From an optimization exercise on the open Yosys and OpenROAD flow, aimed at small area and a short achievable clock period; shortcuts taken in it are not production practice.
Some runs may be left out. An edit can pass the tests and still lose a function that they never use.
No run shown here included a check of the RTL's function; only the layout flow was run.
Power and IR drop assume default switching activity.

## flow/config.mk

```make
export PLATFORM = sky130hd
export DESIGN_NAME = ALU_TOP
export DESIGN_NICKNAME = ALU_TOP
export VERILOG_FILES = /design/flow/design.v
export SDC_FILE = /design/flow/constraint.sdc
export NUM_CORES = 4
export LEC_CHECK = 0
export ABC_AREA = 1
export CAP_MARGIN = 20
export CORE_MARGIN = 2
export CORE_UTILIZATION = 60
export PLACE_DENSITY = 0.7
export SLEW_MARGIN = 20
```

## flow/constraint.sdc

```tcl
create_clock -name core_clock -period 90.0 [get_ports {CLK}]
set_input_delay 18.0000 -clock core_clock [delete_from_list [all_inputs] [get_ports {CLK}]]
set_output_delay 18.0000 -clock core_clock [all_outputs]
set_load 0.01 [all_outputs]
```

## flow/design.v

```verilog
module Decoder (
  input  wire [1:0] IN,
  output wire [3:0] OUT
);
assign OUT = {IN[1] & IN[0], IN[1] & ~IN[0], ~IN[1] & IN[0], ~IN[1] & ~IN[0]};
endmodule
module ARITHMETIC_UNIT (
  input  wire [15:0] A,
  input  wire [15:0] B,
  input  wire [1:0]  ALU_FUNC,
  input  wire        CLK,
  input  wire        RST,
  input  wire        Arith_enable,
  output reg  [31:0] Arith_OUT,
  output reg         Arith_Flag
);
wire        sub = ALU_FUNC[0];
wire [16:0] sum = {A[15], A} + ({B[15], B} ^ {17{sub}}) + {16'b0, sub};
wire [31:0] prod;
MUL16 u_mul (.A(A), .B(B), .P(prod));
wire [16:0] q;
DIV16 u_div (.A(A), .B(B), .Q(q));
wire        bz = (B == 16'b0);
reg  [31:0] r;
always @(*)
  case (ALU_FUNC)
    2'b00, 2'b01: r = {{15{sum[16]}}, sum};
    2'b10:        r = prod;
    2'b11:        r = bz ? 32'b0 : {{15{q[16]}}, q};
  endcase
always @(posedge CLK or negedge RST)
  if (!RST) begin
    Arith_OUT  <= 32'b0;
    Arith_Flag <= 1'b0;
  end else begin
    Arith_OUT  <= Arith_enable ? r : 32'b0;
    Arith_Flag <= Arith_enable;
  end
endmodule
module MUL16 (
  input  wire [15:0] A,
  input  wire [15:0] B,
  output wire [31:0] P
);
wire one0 = B[0] ^ 1'b0;
wire two0 = (B[1] & ~B[0] & ~1'b0) | (~B[1] & B[0] & 1'b0);
wire neg0 = B[1];
wire pp0_0 = ((one0 & A[0]) | (two0 & 1'b0)) ^ neg0;
wire pp0_1 = ((one0 & A[1]) | (two0 & A[0])) ^ neg0;
wire pp0_2 = ((one0 & A[2]) | (two0 & A[1])) ^ neg0;
wire pp0_3 = ((one0 & A[3]) | (two0 & A[2])) ^ neg0;
wire pp0_4 = ((one0 & A[4]) | (two0 & A[3])) ^ neg0;
wire pp0_5 = ((one0 & A[5]) | (two0 & A[4])) ^ neg0;
wire pp0_6 = ((one0 & A[6]) | (two0 & A[5])) ^ neg0;
wire pp0_7 = ((one0 & A[7]) | (two0 & A[6])) ^ neg0;
wire pp0_8 = ((one0 & A[8]) | (two0 & A[7])) ^ neg0;
wire pp0_9 = ((one0 & A[9]) | (two0 & A[8])) ^ neg0;
wire pp0_10 = ((one0 & A[10]) | (two0 & A[9])) ^ neg0;
wire pp0_11 = ((one0 & A[11]) | (two0 & A[10])) ^ neg0;
wire pp0_12 = ((one0 & A[12]) | (two0 & A[11])) ^ neg0;
wire pp0_13 = ((one0 & A[13]) | (two0 & A[12])) ^ neg0;
wire pp0_14 = ((one0 & A[14]) | (two0 & A[13])) ^ neg0;
wire pp0_15 = ((one0 & A[15]) | (two0 & A[14])) ^ neg0;
wire pp0_16 = ((one0 & A[15]) | (two0 & A[15])) ^ neg0;
wire one1 = B[2] ^ B[1];
wire two1 = (B[3] & ~B[2] & ~B[1]) | (~B[3] & B[2] & B[1]);
wire neg1 = B[3];
wire pp1_0 = ((one1 & A[0]) | (two1 & 1'b0)) ^ neg1;
wire pp1_1 = ((one1 & A[1]) | (two1 & A[0])) ^ neg1;
wire pp1_2 = ((one1 & A[2]) | (two1 & A[1])) ^ neg1;
wire pp1_3 = ((one1 & A[3]) | (two1 & A[2])) ^ neg1;
wire pp1_4 = ((one1 & A[4]) | (two1 & A[3])) ^ neg1;
wire pp1_5 = ((one1 & A[5]) | (two1 & A[4])) ^ neg1;
wire pp1_6 = ((one1 & A[6]) | (two1 & A[5])) ^ neg1;
wire pp1_7 = ((one1 & A[7]) | (two1 & A[6])) ^ neg1;
wire pp1_8 = ((one1 & A[8]) | (two1 & A[7])) ^ neg1;
wire pp1_9 = ((one1 & A[9]) | (two1 & A[8])) ^ neg1;
wire pp1_10 = ((one1 & A[10]) | (two1 & A[9])) ^ neg1;
wire pp1_11 = ((one1 & A[11]) | (two1 & A[10])) ^ neg1;
wire pp1_12 = ((one1 & A[12]) | (two1 & A[11])) ^ neg1;
wire pp1_13 = ((one1 & A[13]) | (two1 & A[12])) ^ neg1;
wire pp1_14 = ((one1 & A[14]) | (two1 & A[13])) ^ neg1;
wire pp1_15 = ((one1 & A[15]) | (two1 & A[14])) ^ neg1;
wire pp1_16 = ((one1 & A[15]) | (two1 & A[15])) ^ neg1;
wire one2 = B[4] ^ B[3];
wire two2 = (B[5] & ~B[4] & ~B[3]) | (~B[5] & B[4] & B[3]);
wire neg2 = B[5];
wire pp2_0 = ((one2 & A[0]) | (two2 & 1'b0)) ^ neg2;
wire pp2_1 = ((one2 & A[1]) | (two2 & A[0])) ^ neg2;
wire pp2_2 = ((one2 & A[2]) | (two2 & A[1])) ^ neg2;
wire pp2_3 = ((one2 & A[3]) | (two2 & A[2])) ^ neg2;
wire pp2_4 = ((one2 & A[4]) | (two2 & A[3])) ^ neg2;
wire pp2_5 = ((one2 & A[5]) | (two2 & A[4])) ^ neg2;
wire pp2_6 = ((one2 & A[6]) | (two2 & A[5])) ^ neg2;
wire pp2_7 = ((one2 & A[7]) | (two2 & A[6])) ^ neg2;
wire pp2_8 = ((one2 & A[8]) | (two2 & A[7])) ^ neg2;
wire pp2_9 = ((one2 & A[9]) | (two2 & A[8])) ^ neg2;
wire pp2_10 = ((one2 & A[10]) | (two2 & A[9])) ^ neg2;
wire pp2_11 = ((one2 & A[11]) | (two2 & A[10])) ^ neg2;
wire pp2_12 = ((one2 & A[12]) | (two2 & A[11])) ^ neg2;
wire pp2_13 = ((one2 & A[13]) | (two2 & A[12])) ^ neg2;
wire pp2_14 = ((one2 & A[14]) | (two2 & A[13])) ^ neg2;
wire pp2_15 = ((one2 & A[15]) | (two2 & A[14])) ^ neg2;
wire pp2_16 = ((one2 & A[15]) | (two2 & A[15])) ^ neg2;
wire one3 = B[6] ^ B[5];
wire two3 = (B[7] & ~B[6] & ~B[5]) | (~B[7] & B[6] & B[5]);
wire neg3 = B[7];
wire pp3_0 = ((one3 & A[0]) | (two3 & 1'b0)) ^ neg3;
wire pp3_1 = ((one3 & A[1]) | (two3 & A[0])) ^ neg3;
wire pp3_2 = ((one3 & A[2]) | (two3 & A[1])) ^ neg3;
wire pp3_3 = ((one3 & A[3]) | (two3 & A[2])) ^ neg3;
wire pp3_4 = ((one3 & A[4]) | (two3 & A[3])) ^ neg3;
wire pp3_5 = ((one3 & A[5]) | (two3 & A[4])) ^ neg3;
wire pp3_6 = ((one3 & A[6]) | (two3 & A[5])) ^ neg3;
wire pp3_7 = ((one3 & A[7]) | (two3 & A[6])) ^ neg3;
wire pp3_8 = ((one3 & A[8]) | (two3 & A[7])) ^ neg3;
wire pp3_9 = ((one3 & A[9]) | (two3 & A[8])) ^ neg3;
wire pp3_10 = ((one3 & A[10]) | (two3 & A[9])) ^ neg3;
wire pp3_11 = ((one3 & A[11]) | (two3 & A[10])) ^ neg3;
wire pp3_12 = ((one3 & A[12]) | (two3 & A[11])) ^ neg3;
wire pp3_13 = ((one3 & A[13]) | (two3 & A[12])) ^ neg3;
wire pp3_14 = ((one3 & A[14]) | (two3 & A[13])) ^ neg3;
wire pp3_15 = ((one3 & A[15]) | (two3 & A[14])) ^ neg3;
wire pp3_16 = ((one3 & A[15]) | (two3 & A[15])) ^ neg3;
wire one4 = B[8] ^ B[7];
wire two4 = (B[9] & ~B[8] & ~B[7]) | (~B[9] & B[8] & B[7]);
wire neg4 = B[9];
wire pp4_0 = ((one4 & A[0]) | (two4 & 1'b0)) ^ neg4;
wire pp4_1 = ((one4 & A[1]) | (two4 & A[0])) ^ neg4;
wire pp4_2 = ((one4 & A[2]) | (two4 & A[1])) ^ neg4;
wire pp4_3 = ((one4 & A[3]) | (two4 & A[2])) ^ neg4;
wire pp4_4 = ((one4 & A[4]) | (two4 & A[3])) ^ neg4;
wire pp4_5 = ((one4 & A[5]) | (two4 & A[4])) ^ neg4;
wire pp4_6 = ((one4 & A[6]) | (two4 & A[5])) ^ neg4;
wire pp4_7 = ((one4 & A[7]) | (two4 & A[6])) ^ neg4;
wire pp4_8 = ((one4 & A[8]) | (two4 & A[7])) ^ neg4;
wire pp4_9 = ((one4 & A[9]) | (two4 & A[8])) ^ neg4;
wire pp4_10 = ((one4 & A[10]) | (two4 & A[9])) ^ neg4;
wire pp4_11 = ((one4 & A[11]) | (two4 & A[10])) ^ neg4;
wire pp4_12 = ((one4 & A[12]) | (two4 & A[11])) ^ neg4;
wire pp4_13 = ((one4 & A[13]) | (two4 & A[12])) ^ neg4;
wire pp4_14 = ((one4 & A[14]) | (two4 & A[13])) ^ neg4;
wire pp4_15 = ((one4 & A[15]) | (two4 & A[14])) ^ neg4;
wire pp4_16 = ((one4 & A[15]) | (two4 & A[15])) ^ neg4;
wire one5 = B[10] ^ B[9];
wire two5 = (B[11] & ~B[10] & ~B[9]) | (~B[11] & B[10] & B[9]);
wire neg5 = B[11];
wire pp5_0 = ((one5 & A[0]) | (two5 & 1'b0)) ^ neg5;
wire pp5_1 = ((one5 & A[1]) | (two5 & A[0])) ^ neg5;
wire pp5_2 = ((one5 & A[2]) | (two5 & A[1])) ^ neg5;
wire pp5_3 = ((one5 & A[3]) | (two5 & A[2])) ^ neg5;
wire pp5_4 = ((one5 & A[4]) | (two5 & A[3])) ^ neg5;
wire pp5_5 = ((one5 & A[5]) | (two5 & A[4])) ^ neg5;
wire pp5_6 = ((one5 & A[6]) | (two5 & A[5])) ^ neg5;
wire pp5_7 = ((one5 & A[7]) | (two5 & A[6])) ^ neg5;
wire pp5_8 = ((one5 & A[8]) | (two5 & A[7])) ^ neg5;
wire pp5_9 = ((one5 & A[9]) | (two5 & A[8])) ^ neg5;
wire pp5_10 = ((one5 & A[10]) | (two5 & A[9])) ^ neg5;
wire pp5_11 = ((one5 & A[11]) | (two5 & A[10])) ^ neg5;
wire pp5_12 = ((one5 & A[12]) | (two5 & A[11])) ^ neg5;
wire pp5_13 = ((one5 & A[13]) | (two5 & A[12])) ^ neg5;
wire pp5_14 = ((one5 & A[14]) | (two5 & A[13])) ^ neg5;
wire pp5_15 = ((one5 & A[15]) | (two5 & A[14])) ^ neg5;
wire pp5_16 = ((one5 & A[15]) | (two5 & A[15])) ^ neg5;
wire one6 = B[12] ^ B[11];
wire two6 = (B[13] & ~B[12] & ~B[11]) | (~B[13] & B[12] & B[11]);
wire neg6 = B[13];
wire pp6_0 = ((one6 & A[0]) | (two6 & 1'b0)) ^ neg6;
wire pp6_1 = ((one6 & A[1]) | (two6 & A[0])) ^ neg6;
wire pp6_2 = ((one6 & A[2]) | (two6 & A[1])) ^ neg6;
wire pp6_3 = ((one6 & A[3]) | (two6 & A[2])) ^ neg6;
wire pp6_4 = ((one6 & A[4]) | (two6 & A[3])) ^ neg6;
wire pp6_5 = ((one6 & A[5]) | (two6 & A[4])) ^ neg6;
wire pp6_6 = ((one6 & A[6]) | (two6 & A[5])) ^ neg6;
wire pp6_7 = ((one6 & A[7]) | (two6 & A[6])) ^ neg6;
wire pp6_8 = ((one6 & A[8]) | (two6 & A[7])) ^ neg6;
wire pp6_9 = ((one6 & A[9]) | (two6 & A[8])) ^ neg6;
wire pp6_10 = ((one6 & A[10]) | (two6 & A[9])) ^ neg6;
wire pp6_11 = ((one6 & A[11]) | (two6 & A[10])) ^ neg6;
wire pp6_12 = ((one6 & A[12]) | (two6 & A[11])) ^ neg6;
wire pp6_13 = ((one6 & A[13]) | (two6 & A[12])) ^ neg6;
wire pp6_14 = ((one6 & A[14]) | (two6 & A[13])) ^ neg6;
wire pp6_15 = ((one6 & A[15]) | (two6 & A[14])) ^ neg6;
wire pp6_16 = ((one6 & A[15]) | (two6 & A[15])) ^ neg6;
wire one7 = B[14] ^ B[13];
wire two7 = (B[15] & ~B[14] & ~B[13]) | (~B[15] & B[14] & B[13]);
wire neg7 = B[15];
wire pp7_0 = ((one7 & A[0]) | (two7 & 1'b0)) ^ neg7;
wire pp7_1 = ((one7 & A[1]) | (two7 & A[0])) ^ neg7;
wire pp7_2 = ((one7 & A[2]) | (two7 & A[1])) ^ neg7;
wire pp7_3 = ((one7 & A[3]) | (two7 & A[2])) ^ neg7;
wire pp7_4 = ((one7 & A[4]) | (two7 & A[3])) ^ neg7;
wire pp7_5 = ((one7 & A[5]) | (two7 & A[4])) ^ neg7;
wire pp7_6 = ((one7 & A[6]) | (two7 & A[5])) ^ neg7;
wire pp7_7 = ((one7 & A[7]) | (two7 & A[6])) ^ neg7;
wire pp7_8 = ((one7 & A[8]) | (two7 & A[7])) ^ neg7;
wire pp7_9 = ((one7 & A[9]) | (two7 & A[8])) ^ neg7;
wire pp7_10 = ((one7 & A[10]) | (two7 & A[9])) ^ neg7;
wire pp7_11 = ((one7 & A[11]) | (two7 & A[10])) ^ neg7;
wire pp7_12 = ((one7 & A[12]) | (two7 & A[11])) ^ neg7;
wire pp7_13 = ((one7 & A[13]) | (two7 & A[12])) ^ neg7;
wire pp7_14 = ((one7 & A[14]) | (two7 & A[13])) ^ neg7;
wire pp7_15 = ((one7 & A[15]) | (two7 & A[14])) ^ neg7;
wire pp7_16 = ((one7 & A[15]) | (two7 & A[15])) ^ neg7;
wire hs0 = pp0_10 ^ pp1_8;
wire hc0 = pp0_10 & pp1_8;
wire hs1 = pp0_11 ^ pp1_9;
wire hc1 = pp0_11 & pp1_9;
wire fs2 = pp0_12 ^ pp1_10 ^ pp2_8;
wire fc2 = (pp0_12 & pp1_10) | (pp0_12 & pp2_8) | (pp1_10 & pp2_8);
wire hs3 = pp3_6 ^ pp4_4;
wire hc3 = pp3_6 & pp4_4;
wire fs4 = pp0_13 ^ pp1_11 ^ pp2_9;
wire fc4 = (pp0_13 & pp1_11) | (pp0_13 & pp2_9) | (pp1_11 & pp2_9);
wire hs5 = pp3_7 ^ pp4_5;
wire hc5 = pp3_7 & pp4_5;
wire fs6 = pp0_14 ^ pp1_12 ^ pp2_10;
wire fc6 = (pp0_14 & pp1_12) | (pp0_14 & pp2_10) | (pp1_12 & pp2_10);
wire fs7 = pp3_8 ^ pp4_6 ^ pp5_4;
wire fc7 = (pp3_8 & pp4_6) | (pp3_8 & pp5_4) | (pp4_6 & pp5_4);
wire hs8 = pp6_2 ^ pp7_0;
wire hc8 = pp6_2 & pp7_0;
wire fs9 = pp0_15 ^ pp1_13 ^ pp2_11;
wire fc9 = (pp0_15 & pp1_13) | (pp0_15 & pp2_11) | (pp1_13 & pp2_11);
wire fs10 = pp3_9 ^ pp4_7 ^ pp5_5;
wire fc10 = (pp3_9 & pp4_7) | (pp3_9 & pp5_5) | (pp4_7 & pp5_5);
wire hs11 = pp6_3 ^ pp7_1;
wire hc11 = pp6_3 & pp7_1;
wire fs12 = ~pp0_16 ^ pp1_14 ^ pp2_12;
wire fc12 = (~pp0_16 & pp1_14) | (~pp0_16 & pp2_12) | (pp1_14 & pp2_12);
wire fs13 = pp3_10 ^ pp4_8 ^ pp5_6;
wire fc13 = (pp3_10 & pp4_8) | (pp3_10 & pp5_6) | (pp4_8 & pp5_6);
wire fs14 = pp6_4 ^ pp7_2 ^ 1'b1;
wire fc14 = (pp6_4 & pp7_2) | (pp6_4 & 1'b1) | (pp7_2 & 1'b1);
wire fs15 = pp1_15 ^ pp2_13 ^ pp3_11;
wire fc15 = (pp1_15 & pp2_13) | (pp1_15 & pp3_11) | (pp2_13 & pp3_11);
wire fs16 = pp4_9 ^ pp5_7 ^ pp6_5;
wire fc16 = (pp4_9 & pp5_7) | (pp4_9 & pp6_5) | (pp5_7 & pp6_5);
wire hs17 = pp7_3 ^ 1'b1;
wire hc17 = pp7_3 & 1'b1;
wire fs18 = ~pp1_16 ^ pp2_14 ^ pp3_12;
wire fc18 = (~pp1_16 & pp2_14) | (~pp1_16 & pp3_12) | (pp2_14 & pp3_12);
wire fs19 = pp4_10 ^ pp5_8 ^ pp6_6;
wire fc19 = (pp4_10 & pp5_8) | (pp4_10 & pp6_6) | (pp5_8 & pp6_6);
wire fs20 = pp2_15 ^ pp3_13 ^ pp4_11;
wire fc20 = (pp2_15 & pp3_13) | (pp2_15 & pp4_11) | (pp3_13 & pp4_11);
wire hs21 = pp5_9 ^ pp6_7;
wire hc21 = pp5_9 & pp6_7;
wire fs22 = ~pp2_16 ^ pp3_14 ^ pp4_12;
wire fc22 = (~pp2_16 & pp3_14) | (~pp2_16 & pp4_12) | (pp3_14 & pp4_12);
wire hs23 = pp3_15 ^ pp4_13;
wire hc23 = pp3_15 & pp4_13;
wire hs24 = pp0_6 ^ pp1_4;
wire hc24 = pp0_6 & pp1_4;
wire hs25 = pp0_7 ^ pp1_5;
wire hc25 = pp0_7 & pp1_5;
wire fs26 = pp0_8 ^ pp1_6 ^ pp2_4;
wire fc26 = (pp0_8 & pp1_6) | (pp0_8 & pp2_4) | (pp1_6 & pp2_4);
wire hs27 = pp3_2 ^ pp4_0;
wire hc27 = pp3_2 & pp4_0;
wire fs28 = pp0_9 ^ pp1_7 ^ pp2_5;
wire fc28 = (pp0_9 & pp1_7) | (pp0_9 & pp2_5) | (pp1_7 & pp2_5);
wire hs29 = pp3_3 ^ pp4_1;
wire hc29 = pp3_3 & pp4_1;
wire fs30 = pp2_6 ^ pp3_4 ^ pp4_2;
wire fc30 = (pp2_6 & pp3_4) | (pp2_6 & pp4_2) | (pp3_4 & pp4_2);
wire fs31 = pp5_0 ^ neg5 ^ hs0;
wire fc31 = (pp5_0 & neg5) | (pp5_0 & hs0) | (neg5 & hs0);
wire fs32 = pp2_7 ^ pp3_5 ^ pp4_3;
wire fc32 = (pp2_7 & pp3_5) | (pp2_7 & pp4_3) | (pp3_5 & pp4_3);
wire fs33 = pp5_1 ^ hs1 ^ hc0;
wire fc33 = (pp5_1 & hs1) | (pp5_1 & hc0) | (hs1 & hc0);
wire fs34 = pp5_2 ^ pp6_0 ^ neg6;
wire fc34 = (pp5_2 & pp6_0) | (pp5_2 & neg6) | (pp6_0 & neg6);
wire fs35 = fs2 ^ hs3 ^ hc1;
wire fc35 = (fs2 & hs3) | (fs2 & hc1) | (hs3 & hc1);
wire fs36 = pp5_3 ^ pp6_1 ^ fs4;
wire fc36 = (pp5_3 & pp6_1) | (pp5_3 & fs4) | (pp6_1 & fs4);
wire fs37 = hs5 ^ fc2 ^ hc3;
wire fc37 = (hs5 & fc2) | (hs5 & hc3) | (fc2 & hc3);
wire fs38 = neg7 ^ fs6 ^ fs7;
wire fc38 = (neg7 & fs6) | (neg7 & fs7) | (fs6 & fs7);
wire fs39 = hs8 ^ fc4 ^ hc5;
wire fc39 = (hs8 & fc4) | (hs8 & hc5) | (fc4 & hc5);
wire fs40 = fs9 ^ fs10 ^ hs11;
wire fc40 = (fs9 & fs10) | (fs9 & hs11) | (fs10 & hs11);
wire fs41 = fc6 ^ fc7 ^ hc8;
wire fc41 = (fc6 & fc7) | (fc6 & hc8) | (fc7 & hc8);
wire fs42 = fs12 ^ fs13 ^ fs14;
wire fc42 = (fs12 & fs13) | (fs12 & fs14) | (fs13 & fs14);
wire fs43 = fc9 ^ fc10 ^ hc11;
wire fc43 = (fc9 & fc10) | (fc9 & hc11) | (fc10 & hc11);
wire fs44 = fs15 ^ fs16 ^ hs17;
wire fc44 = (fs15 & fs16) | (fs15 & hs17) | (fs16 & hs17);
wire fs45 = fc12 ^ fc13 ^ fc14;
wire fc45 = (fc12 & fc13) | (fc12 & fc14) | (fc13 & fc14);
wire fs46 = pp7_4 ^ fs18 ^ fs19;
wire fc46 = (pp7_4 & fs18) | (pp7_4 & fs19) | (fs18 & fs19);
wire fs47 = fc15 ^ fc16 ^ hc17;
wire fc47 = (fc15 & fc16) | (fc15 & hc17) | (fc16 & hc17);
wire fs48 = pp7_5 ^ 1'b1 ^ fs20;
wire fc48 = (pp7_5 & 1'b1) | (pp7_5 & fs20) | (1'b1 & fs20);
wire fs49 = hs21 ^ fc18 ^ fc19;
wire fc49 = (hs21 & fc18) | (hs21 & fc19) | (fc18 & fc19);
wire fs50 = pp5_10 ^ pp6_8 ^ pp7_6;
wire fc50 = (pp5_10 & pp6_8) | (pp5_10 & pp7_6) | (pp6_8 & pp7_6);
wire fs51 = fs22 ^ fc20 ^ hc21;
wire fc51 = (fs22 & fc20) | (fs22 & hc21) | (fc20 & hc21);
wire fs52 = pp5_11 ^ pp6_9 ^ pp7_7;
wire fc52 = (pp5_11 & pp6_9) | (pp5_11 & pp7_7) | (pp6_9 & pp7_7);
wire fs53 = 1'b1 ^ hs23 ^ fc22;
wire fc53 = (1'b1 & hs23) | (1'b1 & fc22) | (hs23 & fc22);
wire fs54 = ~pp3_16 ^ pp4_14 ^ pp5_12;
wire fc54 = (~pp3_16 & pp4_14) | (~pp3_16 & pp5_12) | (pp4_14 & pp5_12);
wire fs55 = pp6_10 ^ pp7_8 ^ hc23;
wire fc55 = (pp6_10 & pp7_8) | (pp6_10 & hc23) | (pp7_8 & hc23);
wire fs56 = pp4_15 ^ pp5_13 ^ pp6_11;
wire fc56 = (pp4_15 & pp5_13) | (pp4_15 & pp6_11) | (pp5_13 & pp6_11);
wire hs57 = pp7_9 ^ 1'b1;
wire hc57 = pp7_9 & 1'b1;
wire fs58 = ~pp4_16 ^ pp5_14 ^ pp6_12;
wire fc58 = (~pp4_16 & pp5_14) | (~pp4_16 & pp6_12) | (pp5_14 & pp6_12);
wire hs59 = pp5_15 ^ pp6_13;
wire hc59 = pp5_15 & pp6_13;
wire hs60 = pp0_4 ^ pp1_2;
wire hc60 = pp0_4 & pp1_2;
wire hs61 = pp0_5 ^ pp1_3;
wire hc61 = pp0_5 & pp1_3;
wire fs62 = pp2_2 ^ pp3_0 ^ neg3;
wire fc62 = (pp2_2 & pp3_0) | (pp2_2 & neg3) | (pp3_0 & neg3);
wire fs63 = pp2_3 ^ pp3_1 ^ hs25;
wire fc63 = (pp2_3 & pp3_1) | (pp2_3 & hs25) | (pp3_1 & hs25);
wire fs64 = neg4 ^ fs26 ^ hs27;
wire fc64 = (neg4 & fs26) | (neg4 & hs27) | (fs26 & hs27);
wire fs65 = fs28 ^ hs29 ^ fc26;
wire fc65 = (fs28 & hs29) | (fs28 & fc26) | (hs29 & fc26);
wire fs66 = fs30 ^ fs31 ^ fc28;
wire fc66 = (fs30 & fs31) | (fs30 & fc28) | (fs31 & fc28);
wire fs67 = fs32 ^ fs33 ^ fc30;
wire fc67 = (fs32 & fs33) | (fs32 & fc30) | (fs33 & fc30);
wire fs68 = fs34 ^ fs35 ^ fc32;
wire fc68 = (fs34 & fs35) | (fs34 & fc32) | (fs35 & fc32);
wire fs69 = fs36 ^ fs37 ^ fc34;
wire fc69 = (fs36 & fs37) | (fs36 & fc34) | (fs37 & fc34);
wire fs70 = fs38 ^ fs39 ^ fc36;
wire fc70 = (fs38 & fs39) | (fs38 & fc36) | (fs39 & fc36);
wire fs71 = fs40 ^ fs41 ^ fc38;
wire fc71 = (fs40 & fs41) | (fs40 & fc38) | (fs41 & fc38);
wire fs72 = fs42 ^ fs43 ^ fc40;
wire fc72 = (fs42 & fs43) | (fs42 & fc40) | (fs43 & fc40);
wire fs73 = fs44 ^ fs45 ^ fc42;
wire fc73 = (fs44 & fs45) | (fs44 & fc42) | (fs45 & fc42);
wire fs74 = fs46 ^ fs47 ^ fc44;
wire fc74 = (fs46 & fs47) | (fs46 & fc44) | (fs47 & fc44);
wire fs75 = fs48 ^ fs49 ^ fc46;
wire fc75 = (fs48 & fs49) | (fs48 & fc46) | (fs49 & fc46);
wire fs76 = fs50 ^ fs51 ^ fc48;
wire fc76 = (fs50 & fs51) | (fs50 & fc48) | (fs51 & fc48);
wire fs77 = fs52 ^ fs53 ^ fc50;
wire fc77 = (fs52 & fs53) | (fs52 & fc50) | (fs53 & fc50);
wire fs78 = fs54 ^ fs55 ^ fc52;
wire fc78 = (fs54 & fs55) | (fs54 & fc52) | (fs55 & fc52);
wire fs79 = fs56 ^ hs57 ^ fc54;
wire fc79 = (fs56 & hs57) | (fs56 & fc54) | (hs57 & fc54);
wire fs80 = pp7_10 ^ fs58 ^ fc56;
wire fc80 = (pp7_10 & fs58) | (pp7_10 & fc56) | (fs58 & fc56);
wire fs81 = pp7_11 ^ 1'b1 ^ hs59;
wire fc81 = (pp7_11 & 1'b1) | (pp7_11 & hs59) | (1'b1 & hs59);
wire fs82 = ~pp5_16 ^ pp6_14 ^ pp7_12;
wire fc82 = (~pp5_16 & pp6_14) | (~pp5_16 & pp7_12) | (pp6_14 & pp7_12);
wire hs83 = pp6_15 ^ pp7_13;
wire hc83 = pp6_15 & pp7_13;
wire hs84 = pp0_2 ^ pp1_0;
wire hc84 = pp0_2 & pp1_0;
wire hs85 = pp0_3 ^ pp1_1;
wire hc85 = pp0_3 & pp1_1;
wire fs86 = pp2_0 ^ neg2 ^ hs60;
wire fc86 = (pp2_0 & neg2) | (pp2_0 & hs60) | (neg2 & hs60);
wire fs87 = pp2_1 ^ hs61 ^ hc60;
wire fc87 = (pp2_1 & hs61) | (pp2_1 & hc60) | (hs61 & hc60);
wire fs88 = hs24 ^ fs62 ^ hc61;
wire fc88 = (hs24 & fs62) | (hs24 & hc61) | (fs62 & hc61);
wire fs89 = hc24 ^ fs63 ^ fc62;
wire fc89 = (hc24 & fs63) | (hc24 & fc62) | (fs63 & fc62);
wire fs90 = hc25 ^ fs64 ^ fc63;
wire fc90 = (hc25 & fs64) | (hc25 & fc63) | (fs64 & fc63);
wire fs91 = hc27 ^ fs65 ^ fc64;
wire fc91 = (hc27 & fs65) | (hc27 & fc64) | (fs65 & fc64);
wire fs92 = hc29 ^ fs66 ^ fc65;
wire fc92 = (hc29 & fs66) | (hc29 & fc65) | (fs66 & fc65);
wire fs93 = fc31 ^ fs67 ^ fc66;
wire fc93 = (fc31 & fs67) | (fc31 & fc66) | (fs67 & fc66);
wire fs94 = fc33 ^ fs68 ^ fc67;
wire fc94 = (fc33 & fs68) | (fc33 & fc67) | (fs68 & fc67);
wire fs95 = fc35 ^ fs69 ^ fc68;
wire fc95 = (fc35 & fs69) | (fc35 & fc68) | (fs69 & fc68);
wire fs96 = fc37 ^ fs70 ^ fc69;
wire fc96 = (fc37 & fs70) | (fc37 & fc69) | (fs70 & fc69);
wire fs97 = fc39 ^ fs71 ^ fc70;
wire fc97 = (fc39 & fs71) | (fc39 & fc70) | (fs71 & fc70);
wire fs98 = fc41 ^ fs72 ^ fc71;
wire fc98 = (fc41 & fs72) | (fc41 & fc71) | (fs72 & fc71);
wire fs99 = fc43 ^ fs73 ^ fc72;
wire fc99 = (fc43 & fs73) | (fc43 & fc72) | (fs73 & fc72);
wire fs100 = fc45 ^ fs74 ^ fc73;
wire fc100 = (fc45 & fs74) | (fc45 & fc73) | (fs74 & fc73);
wire fs101 = fc47 ^ fs75 ^ fc74;
wire fc101 = (fc47 & fs75) | (fc47 & fc74) | (fs75 & fc74);
wire fs102 = fc49 ^ fs76 ^ fc75;
wire fc102 = (fc49 & fs76) | (fc49 & fc75) | (fs76 & fc75);
wire fs103 = fc51 ^ fs77 ^ fc76;
wire fc103 = (fc51 & fs77) | (fc51 & fc76) | (fs77 & fc76);
wire fs104 = fc53 ^ fs78 ^ fc77;
wire fc104 = (fc53 & fs78) | (fc53 & fc77) | (fs78 & fc77);
wire fs105 = fc55 ^ fs79 ^ fc78;
wire fc105 = (fc55 & fs79) | (fc55 & fc78) | (fs79 & fc78);
wire fs106 = hc57 ^ fs80 ^ fc79;
wire fc106 = (hc57 & fs80) | (hc57 & fc79) | (fs80 & fc79);
wire fs107 = fc58 ^ fs81 ^ fc80;
wire fc107 = (fc58 & fs81) | (fc58 & fc80) | (fs81 & fc80);
wire fs108 = hc59 ^ fs82 ^ fc81;
wire fc108 = (hc59 & fs82) | (hc59 & fc81) | (fs82 & fc81);
wire fs109 = 1'b1 ^ hs83 ^ fc82;
wire fc109 = (1'b1 & hs83) | (1'b1 & fc82) | (hs83 & fc82);
wire fs110 = ~pp6_16 ^ pp7_14 ^ hc83;
wire fc110 = (~pp6_16 & pp7_14) | (~pp6_16 & hc83) | (pp7_14 & hc83);
wire hs111 = pp7_15 ^ 1'b1;
wire hc111 = pp7_15 & 1'b1;
wire [31:0] X = {1'b1, ~pp7_16, hs111, fs110, fs109, fs108, fs107, fs106, fs105, fs104, fs103, fs102, fs101, fs100, fs99, fs98, fs97, fs96, fs95, fs94, fs93, fs92, fs91, fs90, fs89, fs88, fs87, fs86, hs85, neg1, pp0_1, pp0_0};
wire [31:0] Y = {1'b0, hc111, fc110, fc109, fc108, fc107, fc106, fc105, fc104, fc103, fc102, fc101, fc100, fc99, fc98, fc97, fc96, fc95, fc94, fc93, fc92, fc91, fc90, fc89, fc88, fc87, fc86, hc85, hc84, hs84, 1'b0, neg0};
wire [32:0] rc;
assign rc[0] = 1'b0;
genvar k;
generate for (k = 0; k < 32; k = k + 1) begin : rca
  assign P[k] = X[k] ^ Y[k] ^ rc[k];
  assign rc[k+1] = (X[k] & Y[k]) | (X[k] & rc[k]) | (Y[k] & rc[k]);
end endgenerate
endmodule
module DIV16 (
  input  wire [15:0] A,
  input  wire [15:0] B,
  output wire [16:0] Q
);
wire        sa = A[15];
wire        sb = B[15];
wire [15:0] ua = sa ? -A : A;
wire [15:0] bx = sb ? B : ~B;
wire        ci = ~sb;
wire [15:0] uq;
wire [16*16-1:0] rem;    
genvar k;
generate
  for (k = 15; k >= 0; k = k - 1) begin : row
    localparam W = 16 - k;
    wire [W-1:0] p;
    if (k == 15) begin : first
      assign p = ua[15];
    end else begin : next
      assign p = {rem[16*(k+1) +: W-1], ua[k]};
    end
    wire [W:0] s = {1'b0, p} + {1'b0, bx[W-1:0]} + {{W{1'b0}}, ci};
    wire hi;
    if (k == 0) begin : nohi
      assign hi = 1'b1;
    end else begin : yeshi
      assign hi = &bx[15:W];
    end
    assign uq[k] = s[W] & hi;
    assign rem[16*k +: W] = uq[k] ? s[W-1:0] : p;
    if (W < 16) begin : pad
      assign rem[16*k+W +: 16-W] = {16-W{1'b0}};
    end
  end
endgenerate
assign Q = (sa ^ sb) ? -{1'b0, uq} : {1'b0, uq};
endmodule
module LOGIC_UNIT (
  input  wire [15:0] A,
  input  wire [15:0] B,
  input  wire [1:0]  ALU_FUNC,
  input  wire        CLK,
  input  wire        RST,
  input  wire        Logic_enable,
  output reg  [15:0] Logic_OUT,
  output reg         Logic_Flag
);
wire [15:0] r = (ALU_FUNC[0] ? (A | B) : (A & B)) ^ {16{ALU_FUNC[1]}};
always @(posedge CLK or negedge RST)
  if (!RST) begin
    Logic_OUT  <= 16'b0;
    Logic_Flag <= 1'b0;
  end else begin
    Logic_OUT  <= Logic_enable ? r : 16'b0;
    Logic_Flag <= Logic_enable;
  end
endmodule
module SHIFT_UNIT (
  input  wire [15:0] A,
  input  wire [15:0] B,
  input  wire [1:0]  ALU_FUNC,
  input  wire        CLK,
  input  wire        RST,
  input  wire        Shift_enable,
  output reg  [16:0] Shift_OUT,
  output reg         Shift_Flag
);
wire [15:0] x = ALU_FUNC[1] ? B : A;
wire [16:0] r = ALU_FUNC[0] ? {x, 1'b0} : {2'b0, x[15:1]};
always @(posedge CLK or negedge RST)
  if (!RST) begin
    Shift_OUT  <= 17'b0;
    Shift_Flag <= 1'b0;
  end else begin
    Shift_OUT  <= Shift_enable ? r : 17'b0;
    Shift_Flag <= Shift_enable;
  end
endmodule
module CMP_UNIT (
  input  wire [15:0] A,
  input  wire [15:0] B,
  input  wire [1:0]  ALU_FUNC,
  input  wire        CLK,
  input  wire        RST,
  input  wire        CMP_enable,
  output reg  [1:0]  CMP_OUT,
  output reg         CMP_Flag
);
wire eq = (A == B);
wire lt = (A < B);
wire gt = ~eq & ~lt;
reg [1:0] r;
always @(*)
  case (ALU_FUNC)
    2'b00: r = 2'b00;
    2'b01: r = {1'b0, eq};
    2'b10: r = {gt, 1'b0};
    2'b11: r = {lt, lt};
  endcase
always @(posedge CLK or negedge RST)
  if (!RST) begin
    CMP_OUT  <= 2'b0;
    CMP_Flag <= 1'b0;
  end else begin
    CMP_OUT  <= CMP_enable ? r : 2'b0;
    CMP_Flag <= CMP_enable;
  end
endmodule
module ALU_TOP (
  input  wire [15:0] A,
  input  wire [15:0] B,
  input  wire [3:0]  ALU_FUNC,
  input  wire        CLK,
  input  wire        RST,
  output wire [31:0] Arith_OUT,
  output wire        Arith_Flag,
  output wire [15:0] Logic_OUT,
  output wire        Logic_Flag,
  output wire [16:0] Shift_OUT,
  output wire        Shift_Flag,
  output wire [1:0]  CMP_OUT,
  output wire        CMP_Flag
);
wire Arith_enable, Logic_enable, CMP_enable, Shift_enable;
Decoder U0 (.IN(ALU_FUNC[3:2]), .OUT({Shift_enable, CMP_enable, Logic_enable, Arith_enable}));
ARITHMETIC_UNIT U0_ARITHMETIC_UNIT (.A(A), .B(B), .ALU_FUNC(ALU_FUNC[1:0]), .CLK(CLK), .RST(RST),
  .Arith_enable(Arith_enable), .Arith_OUT(Arith_OUT), .Arith_Flag(Arith_Flag));
LOGIC_UNIT U0_LOGIC_UNIT (.A(A), .B(B), .ALU_FUNC(ALU_FUNC[1:0]), .CLK(CLK), .RST(RST),
  .Logic_enable(Logic_enable), .Logic_OUT(Logic_OUT), .Logic_Flag(Logic_Flag));
SHIFT_UNIT U0_SHIFT_UNIT (.A(A), .B(B), .ALU_FUNC(ALU_FUNC[1:0]), .CLK(CLK), .RST(RST),
  .Shift_enable(Shift_enable), .Shift_OUT(Shift_OUT), .Shift_Flag(Shift_Flag));
CMP_UNIT U0_CMP_UNIT (.A(A), .B(B), .ALU_FUNC(ALU_FUNC[1:0]), .CLK(CLK), .RST(RST),
  .CMP_enable(CMP_enable), .CMP_OUT(CMP_OUT), .CMP_Flag(CMP_Flag));
endmodule
```

## flow/flow/run.sh

```bash
#!/bin/bash
# Standard layout, with the timing repair asked to leave extra setup slack.
set -euo pipefail
bash standard.sh SETUP_SLACK_MARGIN=48 finish > flow_standard.log 2>&1
```

## flow/standard.sh

```bash
#!/bin/bash
# synth_recipe.tcl (not shown) runs the flow's synth.tcl, then flattens the netlist and writes it again
# the make line also repeats each setting of config.mk as NAME=value (left out here)
make -C /OpenROAD-flow-scripts/flow DESIGN_CONFIG=/design/flow/config.mk WORK_HOME=/design/flow/orfs CLKGATE_MAP_FILE= SYNTH_SCRIPT=/design/flow/synth_recipe.tcl "${@:-finish}"
```

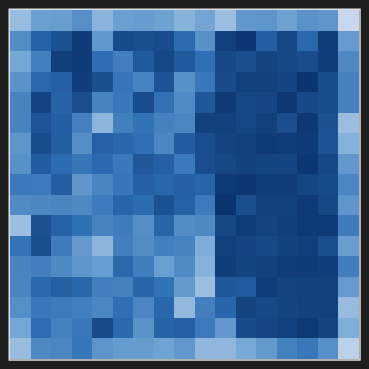
Figure 1: run 1, placement density heat map.
(2 px per µm) 17 x 17 tiles, from white (low) to dark blue (high), 0 to 100% covered.
mean over tiles: 75%
fullest tile: 99%
tiles over 75% full: 52%
final core utilization: 81.5%
Initial Util: 60.8%

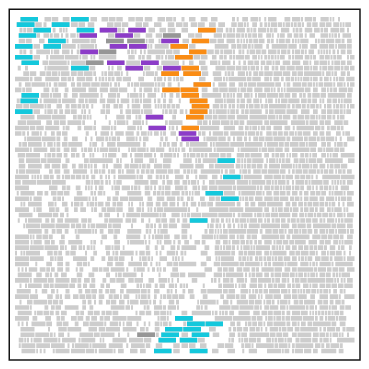
Figure 2: run 1, where the registers sit.
(2 px per µm)
legend:
  U0_SHIFT_UNIT.Shift_OUT:
    colour: orange
    sequential_cells: 17
    where: north
  U0_LOGIC_UNIT.Logic_OUT:
    colour: purple
    sequential_cells: 16
  U0_ARITHMETIC_UNIT.Arith_OUT:
    colour: cyan
    sequential_cells: 32
power of the sequential group: 0.0371 mW
Seq/total area: 7.60%
FF+latch area: 0.00178 mm²

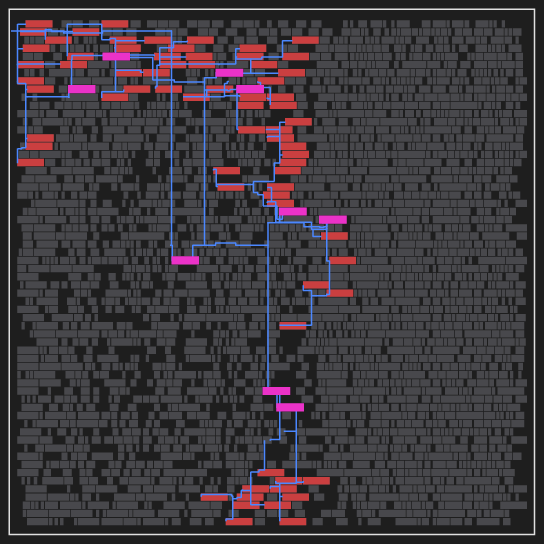
Figure 3: run 1, clock distribution.
(3 px per µm)
legend:
  flip-flops:
    colour: red
    count: 71
  clock drivers:
    colour: magenta
    count: 9
  clock wires:
    colour: blue
    length: 1120 µm
routed clock nets: 10
Power Clock: 0.0366 mW
clock share of power: 6.1%

==> reports/results.txt, run 1 <==
Filler cells -> 1784
Post-synthesis cell area -> 0.0175 mm²
Final setup viols -> 0
Met3 wire length -> 8680 µm
DR vias/cell -> 6.54
Final Wtd Congestion -> 0.975
Yosys Warn Count -> 4
CTS buffer count -> 9
Fraction of area in multi-input gates -> 67.4%
Distinct cell type count after synthesis -> 62
Adder-cell share of the synthesized area -> 29.6%
Syn Inst Count -> 2340
#MultiIn Comb -> 1838
Post-CTS sizing -> 323
Critical path class -> input port to register
Layout cells sized above 1 -> 28.1%
Final hold violations -> 0
Area Growth Syn to Fin -> 33.9%
Leading post-synthesis cells by cell area -> ha_1, fa_1, xor2_1
Worst path top cell family by delay -> compound AO/OA/AOI/OAI gates
Sequential share of power -> 6.2%
Signal inverters -> 324
Initial antenna violation count -> 4
Wire length on met2 -> 33500 µm
Max capacitance violation total -> 0
Most flop-heavy register -> U0_ARITHMETIC_UNIT.Arith_OUT
Drt pass-1 iters -> 9
Multi-input gate area -> 0.0158 mm²
DR WL/cell -> 24.0 µm
Multiplexer share of the synthesized area -> 0.172%
CTS tree -> done
DIE WIDTH -> 175 µm
Detailed placement HPWL -> 43400 µm
CTS sink cnt -> 71
Xor and xnor area share after synthesis -> 14.3%
P_sw -> 0.316 mW
CP Capture Point -> U0_ARITHMETIC_UNIT.Arith_OUT[26]
P_comb -> 0.522 mW
Total grt overflow -> 0
# Taps -> 384
Fmax -> 0.0219 GHz
RSZ-0062 raised after global routing -> yes
Synth Area in Simple Gates -> 16.1%
Run status -> complete, no violations
Arrival time worst endpoint -> 45790 ps
Worst-margin pin slew -> 1020 ps
Sw frac -> 53.1%
Buf+Inv Stages, Crit Path -> 36
Ant diodes -> 3
M3 GR Usage -> 6.88%
H-tree depth -> 3
Worst-case clock buffer depth -> 2
Share of the synthesized area in the top cell type -> 15.1%
Critical Path Fanout Max -> 11
Worst path max stage delay -> 520 ps
Initial DRC count -> 2491
Leakage Power -> 11.4 nW
Worst hold-check path type -> input port to async pin
Nets -> 3028
Relative slew slack -> 32.0%
DR vias -> 19900
Synth Net Count -> 2715
DP Worst Slack -> 41240 ps
Layer with the highest usage -> met2
Fraction of the mapped netlist area in compound gates -> 19.6%
Critical Path RT -> 90210 ps
Root buffer cell -> clkbuf_16
Period utilization -> 50.6%
Largest registers -> U0_ARITHMETIC_UNIT.Arith_OUT: 32 flops, U0_SHIFT_UNIT.Shift_OUT: 17 flops, U0_LOGIC_UNIT.Logic_OUT: 16 flops
Main synth FF type -> dfrtp_1
Most frequent cells in the layout -> nand2_1, buf_4, inv_1, xor2_1, ha_1
Post-synth ARST share -> 100%
Largest net degree at the start of global routing -> 65
Area leader, netlist -> ha_1
I/O pins -> 109
Min cycle time layout -> 45580 ps
Slowest CP cell -> inv_1
Synth cell count leaders -> nand2_1, inv_1, xor2_1, ha_1, a21oi_1
Fin cells -> 3045
Vias in the first global route -> 19200
Die height -> 175 µm
Seq cells -> 71
Placed cell count -> 2758
Cell Area, Placed -> 0.0191 mm²
Max Used Layer -> met5
Dominant kind of cell -> multi-input gates
Count leader, synth -> nand2_1
Total Routing Usage GR -> 43.0%
Non-clock buffers -> 409
Peak VDD IR -> 0.0867 mV
Synthesized area per cell -> 7.46 µm²
# DRC -> 0
Post-DRT Antenna Nets -> 0
Met1 Usage GRT -> 49.2%
Die area -> 0.0305 mm²
Cell Int Power -> 0.279 mW
Clk tree area frac -> 1.27%
Seq/Total Area, Yosys -> 10.2%
Setup bufs post-CTS -> 205
CP most frequent cell -> nand2_2
Critical path launch point -> B[10]
Commonest non-fill, non-tap cell in the layout -> nand2_1
Port bufs -> 108
Pwr Total -> 0.595 mW
Hold Slack -> 17470 ps
Main combinational cell family by area after synthesis -> adder cells
Crit end category -> register
Detailed Route WL -> 73200 µm
Clock slew at reported path FFs -> 60 ps
NonClk Buf Share -> 15.9%
Cell Rows -> 62
Power Density -> 25.5 mW/mm²
Comb pwr share -> 87.6%
Final Max Tran Viols -> 0
CP startpoint kind -> input port
Dominant power group -> combinational logic
First-pass GRT wire length -> 103000 µm
Setup ws final -> 44420 ps
Met2 GRT Util -> 73.6%
Seq cells post-synth -> 71
TNS Setup -> 0 ps
Max reg flops -> 32
CLK BUF -> 10
## Run 2: what changed since run 1
==> flow/flow/run.sh (replaced) <==
#!/bin/bash
# Standard layout, with the timing repair asked to leave extra setup slack.
set -euo pipefail
bash standard.sh SETUP_SLACK_MARGIN=52 finish > flow_standard.log 2>&1
==> run 2 against run 1 <==
Flip-flop and latch count unchanged. Clock-buffer cell count did not move. Sequential power about the same. Maximum frequency fell by 6.1%. Largest power group unchanged. Critical endpoint is now U0_ARITHMETIC_UNIT.Arith_OUT[31]. Routed wire length grew 16%. Non-clock buffer count grew 41. Synthesized cell count unchanged. Worst setup slack worse by 3000 ps. Global-route usage is 1.0 points higher. Clock power increased by 9.0%.
==> reports/results.txt, run 2 <==
NonClk Buf Share -> 17.0% (+1.0 points)
Dominant kind of cell -> multi-input gates
Adder-cell share of the synthesized area -> 29.6% (unchanged)
Comb pwr share -> 87.8% (+0.2 points)
CP Depth -> 187
Vias in the first global route -> 19400 (+1.2%)
Share of the synthesized area in the top cell type -> 15.1% (unchanged)
Synth Area in Simple Gates -> 16.1% (unchanged)
Post-DRT Antenna Nets -> 0 (unchanged)
DR WL/cell -> 27.5 µm (+15%)
# DRC -> 0 (unchanged)
Root buffer cell -> clkbuf_16
Multi-input gate area -> 0.0159 mm² (+0.60%)
Cell Rows -> 62 (unchanged)
Fraction of the mapped netlist area in compound gates -> 19.6% (unchanged)
Buf+Inv Stages, Crit Path -> 33 (-8.3%)
Cell Area, Placed -> 0.0192 mm² (+0.20%)
Die area -> 0.0305 mm² (unchanged)
Initial Util -> 60.8% (unchanged)
Distinct cell type count after synthesis -> 62 (unchanged)
Max Used Layer -> met5
P_sw -> 0.340 mW (+7.6%)
# Taps -> 384 (unchanged)
Layer with the highest usage -> met2
Clk tree area frac -> 1.35% (+0.075 points)
Worst-margin pin slew -> 1270 ps (+248 ps)
Drt pass-1 iters -> 9 (unchanged)
Wire length on met2 -> 35000 µm (+4.4%)
DP Worst Slack -> 41120 ps (-116 ps)
Leading post-synthesis cells by cell area -> ha_1, fa_1, xor2_1
DR vias/cell -> 6.89 (+5.3%)
Total grt overflow -> 0 (unchanged)
Period utilization -> 53.9% (+3.3 points)
Hold Slack -> 17460 ps (-11.5 ps)
P_comb -> 0.553 mW (+5.9%)
M1 wire length -> 26000 µm
Min cycle time layout -> 48530 ps (+2950 ps)
Slowest CP cell -> xnor2_4
Port bufs -> 108 (unchanged)
Final setup viols -> 0 (unchanged)
Initial antenna violation count -> 14 (+10)
Layout cells sized above 1 -> 29.8% (+1.7 points)
Yosys Warn Count -> 4 (unchanged)
Sw frac -> 53.9% (+0.89 points)
Ant diodes -> 5 (+2)
Max capacitance violation total -> 0 (unchanged)
Core area -> 0.0287 mm²
Critical path launch point -> B[15]
Worst path top cell family by delay -> compound AO/OA/AOI/OAI gates
Setup bufs post-CTS -> 235 (+15%)
Final hold violations -> 0 (unchanged)
Final Max Tran Viols -> 0 (unchanged)
DR vias -> 21300 (+6.8%)
Clock slew at reported path FFs -> 60 ps (about the same)
Arrival time worst endpoint -> 48750 ps (+2960 ps)
Seq cells post-synth -> 71 (unchanged)
Post-synth ARST share -> 100% (unchanged)
Nets -> 3069 (+1.4%)
CLK BUF -> 10 (unchanged)
Most flop-heavy register -> U0_ARITHMETIC_UNIT.Arith_OUT
Synth cell count leaders -> nand2_1, inv_1, xor2_1, ha_1, a21oi_1
I/O pins -> 109 (unchanged)
Syn Inst Count -> 2340 (unchanged)
Non-clock buffers -> 450 (+10%)
Area leader, netlist -> ha_1
#MultiIn Comb -> 1838 (unchanged)
Worst hold-check path type -> input port to async pin
Met2 GRT Util -> 74.6% (+1.0 points)
Max reg flops -> 32 (unchanged)
Largest registers -> U0_ARITHMETIC_UNIT.Arith_OUT: 32 flops, U0_SHIFT_UNIT.Shift_OUT: 17 flops, U0_LOGIC_UNIT.Logic_OUT: 16 flops
Pwr Total -> 0.630 mW (+5.8%)
Relative slew slack -> 15.4% (-17 points)
Final Wtd Congestion -> 0.949 (-2.7%)
Fmax -> 0.0206 GHz (-6.1%)
Post-synth EDFFs -> 0
Post-CTS Hold Fix Bufs -> 0
Fraction of area in multi-input gates -> 66.5% (-0.89 points)
Met1 Usage GRT -> 49.6% (+0.35 points)
Sequential share of power -> 5.9% (-0.3 points)
Critical path class -> input port to register
CP startpoint kind -> input port
Main combinational cell family by area after synthesis -> adder cells
Signal inverters -> 324 (unchanged)
CP Capture Point -> U0_ARITHMETIC_UNIT.Arith_OUT[31]
RSZ-0062 raised after global routing -> yes
DIE WIDTH -> 175 µm (unchanged)
Post-route cell area -> 0.0238 mm²
Area Growth Syn to Fin -> 36.5%
CTS buffer count -> 9 (unchanged)
Critical Path RT -> 90220 ps (about the same)
Worst path max stage delay -> 810 ps (+290 ps)
Placed cell count -> 2762 (+0.15%)
Fin cells -> 3088 (+1.4%)
H-tree depth -> 3 (unchanged)
CTS tree -> done
Seq cells -> 71 (unchanged)
Most frequent cells in the layout -> buf_4, nand2_1, inv_1, xor2_1, ha_1
Main synth FF type -> dfrtp_1
Post-synthesis cell area -> 0.0175 mm² (unchanged)
Seq/Total Area, Yosys -> 10.2% (unchanged)
Dominant power group -> combinational logic
Die height -> 175 µm (unchanged)
Cell Int Power -> 0.290 mW (+3.8%)
First-pass GRT wire length -> 104000 µm (+1.3%)
Count leader, synth -> nand2_1
Met3 wire length -> 13600 µm (+56%)
Crit end category -> register
Post-CTS sizing -> 330 (+2.2%)
Run status -> complete, no violations
FF+latch area -> 0.00178 mm² (unchanged)
Total Routing Usage GR -> 44.0% (+1.0 points)
Power Density -> 26.4 mW/mm² (+3.8%)
CTS sink cnt -> 71 (unchanged)
Multiplexer share of the synthesized area -> 0.172% (unchanged)
Critical Path Fanout Max -> 11 (unchanged)
Setup ws final -> 41470 ps (-2950 ps)
Leakage Power -> 11.6 nW (+2.5%)
Peak VDD IR -> 0.0720 mV (-17%)
Detailed placement HPWL -> 44100 µm (+1.5%)
Synthesized area per cell -> 7.46 µm² (unchanged)
Xor and xnor area share after synthesis -> 14.3% (unchanged)
Largest net degree at the start of global routing -> 66 (+1.5%)
Filler cells -> 1625 (-8.9%)
Commonest non-fill, non-tap cell in the layout -> buf_4
M3 GR Usage -> 8.46% (+1.6 points)
Initial DRC count -> 3429 (+38%)
Detailed Route WL -> 85000 µm (+16%)
TNS Setup -> 0 ps (unchanged)
Synth Net Count -> 2715 (unchanged)
Worst-case clock buffer depth -> 2 (unchanged)
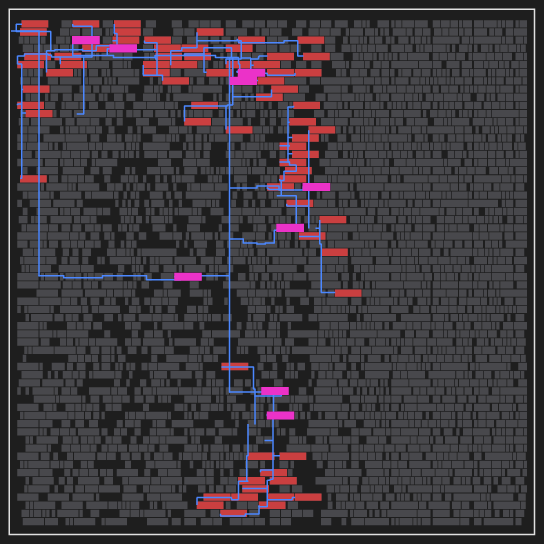
Figure 4: run 2, clock distribution.
(3 px per µm)
legend:
  flip-flops:
    colour: red
    count: 71
  clock drivers:
    colour: magenta
    count: 9
  clock wires:
    colour: blue
    length: 1180 µm
routed clock nets: 10
Power Clock: 0.0399 mW
clock share of power: 6.3%

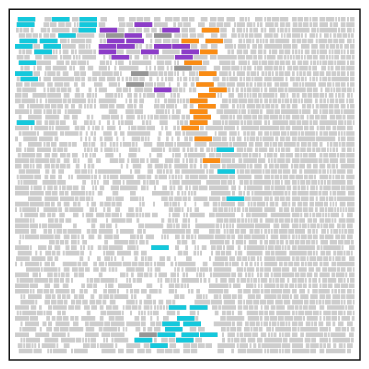
Figure 5: run 2, where the registers sit.
(2 px per µm)
legend:
  U0_SHIFT_UNIT.Shift_OUT:
    colour: orange
    sequential_cells: 17
    where: north
  U0_LOGIC_UNIT.Logic_OUT:
    colour: purple
    sequential_cells: 16
  U0_ARITHMETIC_UNIT.Arith_OUT:
    colour: cyan
    sequential_cells: 32
not coloured: 6
final core utilization: 83.1%
Seq/total area: 7.45%
power of the sequential group: 0.0372 mW

## Run 3: what changed since run 2
==> flow/flow/run.sh (replaced) <==
#!/bin/bash
# Standard layout without the full/half-adder extraction step of synthesis,
# with the timing repair asked to leave extra setup slack.
set -euo pipefail
bash standard.sh ADDER_MAP_FILE= SETUP_SLACK_MARGIN=52 finish > flow_standard.log 2>&1
==> run 3 against run 2 <==
Still clean. Non-clock buffer count is 287 lower. Clock-buffer cell count is 1 lower. Total power is 24% lower. Core utilization is 19 points lower. Critical path type unchanged.
==> reports/results.txt, run 3 <==
Synthesized area per cell -> 5.52 µm² (-26%)
DP Worst Slack -> 51380 ps (+10260 ps)
Main synth FF type -> dfrtp_1
Setup ws final -> 53880 ps (+12410 ps)
Detailed Route WL -> 80800 µm (-4.9%)
Vias in the first global route -> 23700 (+22%)
P_sw -> 0.287 mW (-16%)
Main combinational cell family by area after synthesis -> simple AND/OR/NAND/NOR gates
Period utilization -> 40.1% (-14 points)
First-pass GRT wire length -> 124000 µm (+19%)
Most frequent cells in the layout -> nand2_1, inv_1, nand3_1, nor2_1, xor2_1
Clk tree area frac -> 1.29% (-0.059 points)
RSZ-0062 raised after global routing -> no
Met2 GRT Util -> 67.6% (-7.0 points)
Layer with the highest usage -> met2
M3 GR Usage -> 6.17% (-2.3 points)
Ant diodes -> 2 (-3)
Dominant power group -> combinational logic
Xor and xnor area share after synthesis -> 11.7% (-2.6 points)
Hold Slack -> 17790 ps (+326 ps)
Drt pass-1 iters -> 14 (+5)
Placed cell count -> 4615 (+67%)
CP startpoint kind -> input port
H-tree depth -> 3 (unchanged)
NonClk Buf Share -> 6.31% (-11 points)
Sequential share of power -> 7.6% (+1.7 points)
Cell Area, Placed -> 0.0235 mm² (+22%)
Critical path launch point -> B[15]
Initial DRC count -> 2490 (-27%)
Max reg flops -> 32 (unchanged)
Die area -> 0.0393 mm² (+29%)
Relative slew slack -> 22.7% (+7.3 points)
Syn Inst Count -> 4107 (+76%)
Synth Area in Simple Gates -> 53.2% (+37 points)
Power Density -> 19.9 mW/mm² (-25%)
Fraction of the mapped netlist area in compound gates -> 13.1% (-6.6 points)
Post-DRT Antenna Nets -> 0 (unchanged)
Min cycle time layout -> 36120 ps (-12410 ps)
CP Capture Point -> U0_ARITHMETIC_UNIT.Arith_OUT[29]
Nets -> 4167 (+36%)
Total Routing Usage GR -> 40.4% (-3.6 points)
Met3 wire length -> 7590 µm (-44%)
I/O pins -> 109 (unchanged)
Commonest non-fill, non-tap cell in the layout -> nand2_1
CTS buffer count -> 9 (unchanged)
Die height -> 198 µm (+14%)
Total grt overflow -> 0 (unchanged)
Arrival time worst endpoint -> 36370 ps (-12380 ps)
Multiplexer share of the synthesized area -> 0% (-0.17 points)
CTS tree -> done
Area Growth Syn to Fin -> 6.22%
DR WL/cell -> 17.4 µm (-37%)
Worst path max stage delay -> 420 ps (-390 ps)
Worst hold-check path type -> input port to async pin
Count leader, synth -> nand2_1
Most flop-heavy register -> U0_ARITHMETIC_UNIT.Arith_OUT
P_comb -> 0.404 mW (-27%)
Layout cells sized above 1 -> 14.5% (-15 points)
CP Depth -> 135 (-28%)
Run status -> complete, no violations
Filler cells -> 3892 (+140%)
Yosys Warn Count -> 4 (unchanged)
Area leader, netlist -> nand2_1
Initial Util -> 60.6% (-0.26 points)
Critical path class -> input port to register
Detailed placement HPWL -> 61600 µm (+40%)
Post-synthesis cell area -> 0.0227 mm² (+30%)
Worst-case clock buffer depth -> 2 (unchanged)
M1 wire length -> 31200 µm (+20%)
DIE WIDTH -> 198 µm (+14%)
FF+latch area -> 0.00178 mm² (unchanged)
DR vias/cell -> 5.65 (-18%)
DR vias -> 26300 (+23%)
Synth cell count leaders -> nand2_1, inv_1, nand3_1, nor2_1, xor2_1
Share of the synthesized area in the top cell type -> 22.4% (+7.3 points)
CTS sink cnt -> 71 (unchanged)
Final hold violations -> 0 (unchanged)
Worst-margin pin slew -> 1160 ps (-111 ps)
TNS Setup -> 0 ps (unchanged)
Port bufs -> 108 (unchanged)
Post-synth EDFFs -> 0 (unchanged)
Leakage Power -> 13.6 nW (+17%)
Leading post-synthesis cells by cell area -> nand2_1, xor2_1, nand3_1
Clock slew at reported path FFs -> 70 ps (about the same)
Synth Net Count -> 4145 (+53%)
Critical Path Fanout Max -> 32 (+21)
CP most frequent cell -> nand2_1
Distinct cell type count after synthesis -> 70 (+13%)
Max Used Layer -> met4
Final Max Tran Viols -> 0 (unchanged)
Wire length on met2 -> 36500 µm (+4.3%)
Adder-cell share of the synthesized area -> 0.0442% (-30 points)
Crit end category -> register
Final Wtd Congestion -> 1.03 (+8.3%)
Worst path top cell family by delay -> simple AND/OR/NAND/NOR gates
Non-clock buffers -> 163 (-64%)
Final setup viols -> 0 (unchanged)
Cell Int Power -> 0.193 mW (-34%)
Largest registers -> U0_ARITHMETIC_UNIT.Arith_OUT: 32 flops, U0_SHIFT_UNIT.Shift_OUT: 17 flops, U0_LOGIC_UNIT.Logic_OUT: 16 flops
Root buffer cell -> clkbuf_16
Multi-input gate area -> 0.0179 mm² (+13%)
CLK BUF -> 9 (-1)
Setup bufs post-CTS -> 0 (-100%)
Post-route cell area -> 0.0241 mm² (+0.95%)
Initial antenna violation count -> 2 (-12)
Pwr Total -> 0.480 mW (-24%)
Fraction of area in multi-input gates -> 74.2% (+7.7 points)
Peak VDD IR -> 0.0348 mV (-52%)
#MultiIn Comb -> 3370 (+83%)
Post-CTS Hold Fix Bufs -> 0 (unchanged)
Sw frac -> 59.8% (+5.9 points)
Fin cells -> 4647 (+50%)
Post-CTS sizing -> 2 (-99%)
# DRC -> 0 (unchanged)
Signal inverters -> 514 (+59%)
Largest net degree at the start of global routing -> 72 (+9.1%)
Post-synth ARST share -> 100% (unchanged)
Fmax -> 0.0277 GHz (+34%)
Cell Rows -> 71 (+15%)
Comb pwr share -> 84.2% (-3.6 points)
# Taps -> 511 (+33%)
Met1 Usage GRT -> 48.3% (-1.2 points)
Core area -> 0.0374 mm² (+30%)
Buf+Inv Stages, Crit Path -> 16 (-52%)
Max capacitance violation total -> 0 (unchanged)
Seq/Total Area, Yosys -> 7.84% (-2.3 points)
Dominant kind of cell -> multi-input gates
Slowest CP cell -> clkdlybuf4s50_1
Critical Path RT -> 90250 ps (+30 ps)
Seq cells -> 71 (unchanged)
Seq cells post-synth -> 71 (unchanged)
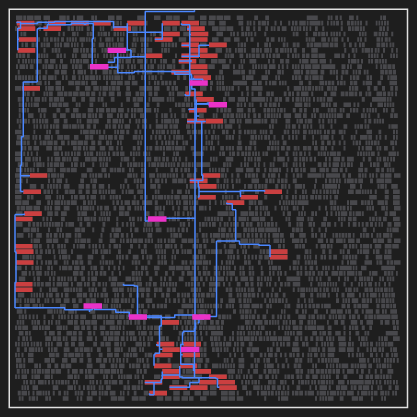
Figure 6: run 3, clock distribution.
(2 px per µm)
legend:
  clock wires:
    colour: blue
    length: 1370 µm
  clock drivers:
    colour: magenta
    count: 9
  flip-flops:
    colour: red
    count: 71
routed clock nets: 10
clock share of power: 8.2%
Power Clock: 0.0395 mW

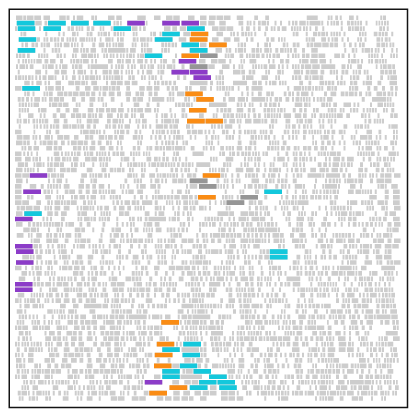
Figure 7: run 3, where the registers sit.
(2 px per µm)
legend:
  U0_SHIFT_UNIT.Shift_OUT:
    colour: orange
    sequential_cells: 17
  U0_LOGIC_UNIT.Logic_OUT:
    colour: purple
    sequential_cells: 16
  U0_ARITHMETIC_UNIT.Arith_OUT:
    colour: cyan
    sequential_cells: 32
not coloured: 6
final core utilization: 64.4%
power of the sequential group: 0.0363 mW
Seq/total area: 7.38%


==> screenshots <==
Clock tree branches.
(a)
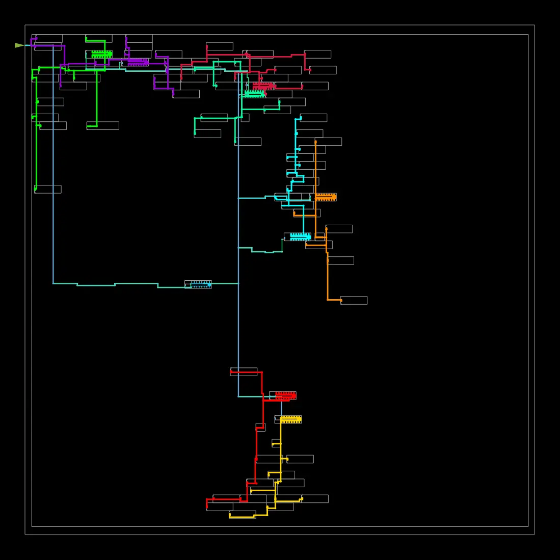
(b)
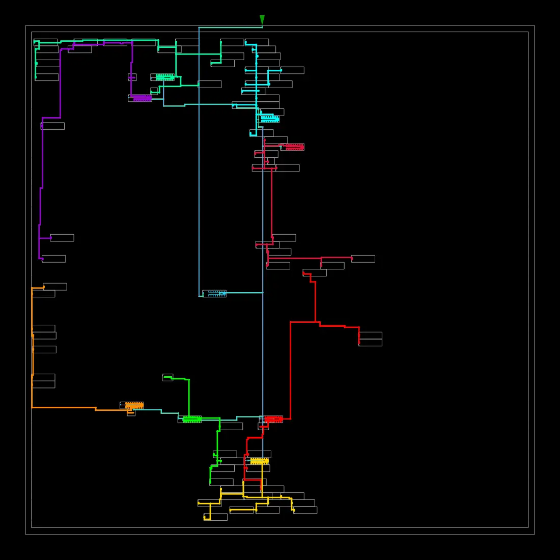
(b): run 3
(a): run 2

==> static timing again, ports no longer ideal <==
Ports are ideal in the flow. The routed layouts listed here were re-timed in OpenROAD. Step 1: set_driving_cell puts a clkbuf_16 on CLK and a buf_2 on each other input, an assumption about the parent block. Step 2, shift: input delay + t, output delay - t, t = (earliest + latest rising clock arrival at the registers) / 2. This alone moves slack from input paths to output paths. Slacks: ideal ports / drivers / drivers and shift; pairs: ideal ports / drivers.
| run | shift t [ns] | setup slack, ns | clock arrival spread, ns | worst slew at a driven data input, ns |
|---|---|---|---|---|
| run 1 | 0.395 | 44.418 / 44.435 / 44.041 | 0.008 / 0.009 | 0.10 |
| run 2 | 0.407 | 41.467 / 41.497 / 41.090 | 0.006 / 0.006 | 0.14 |
| run 3 | 0.408 | 53.880 / 53.905 / 53.497 | 0.014 / 0.014 | 0.08 |
After both steps every run listed still meets setup and hold. For run 3, which loses most, drivers alone change the setup slack by +0.025 ns; drivers and shift together by -0.383 ns.
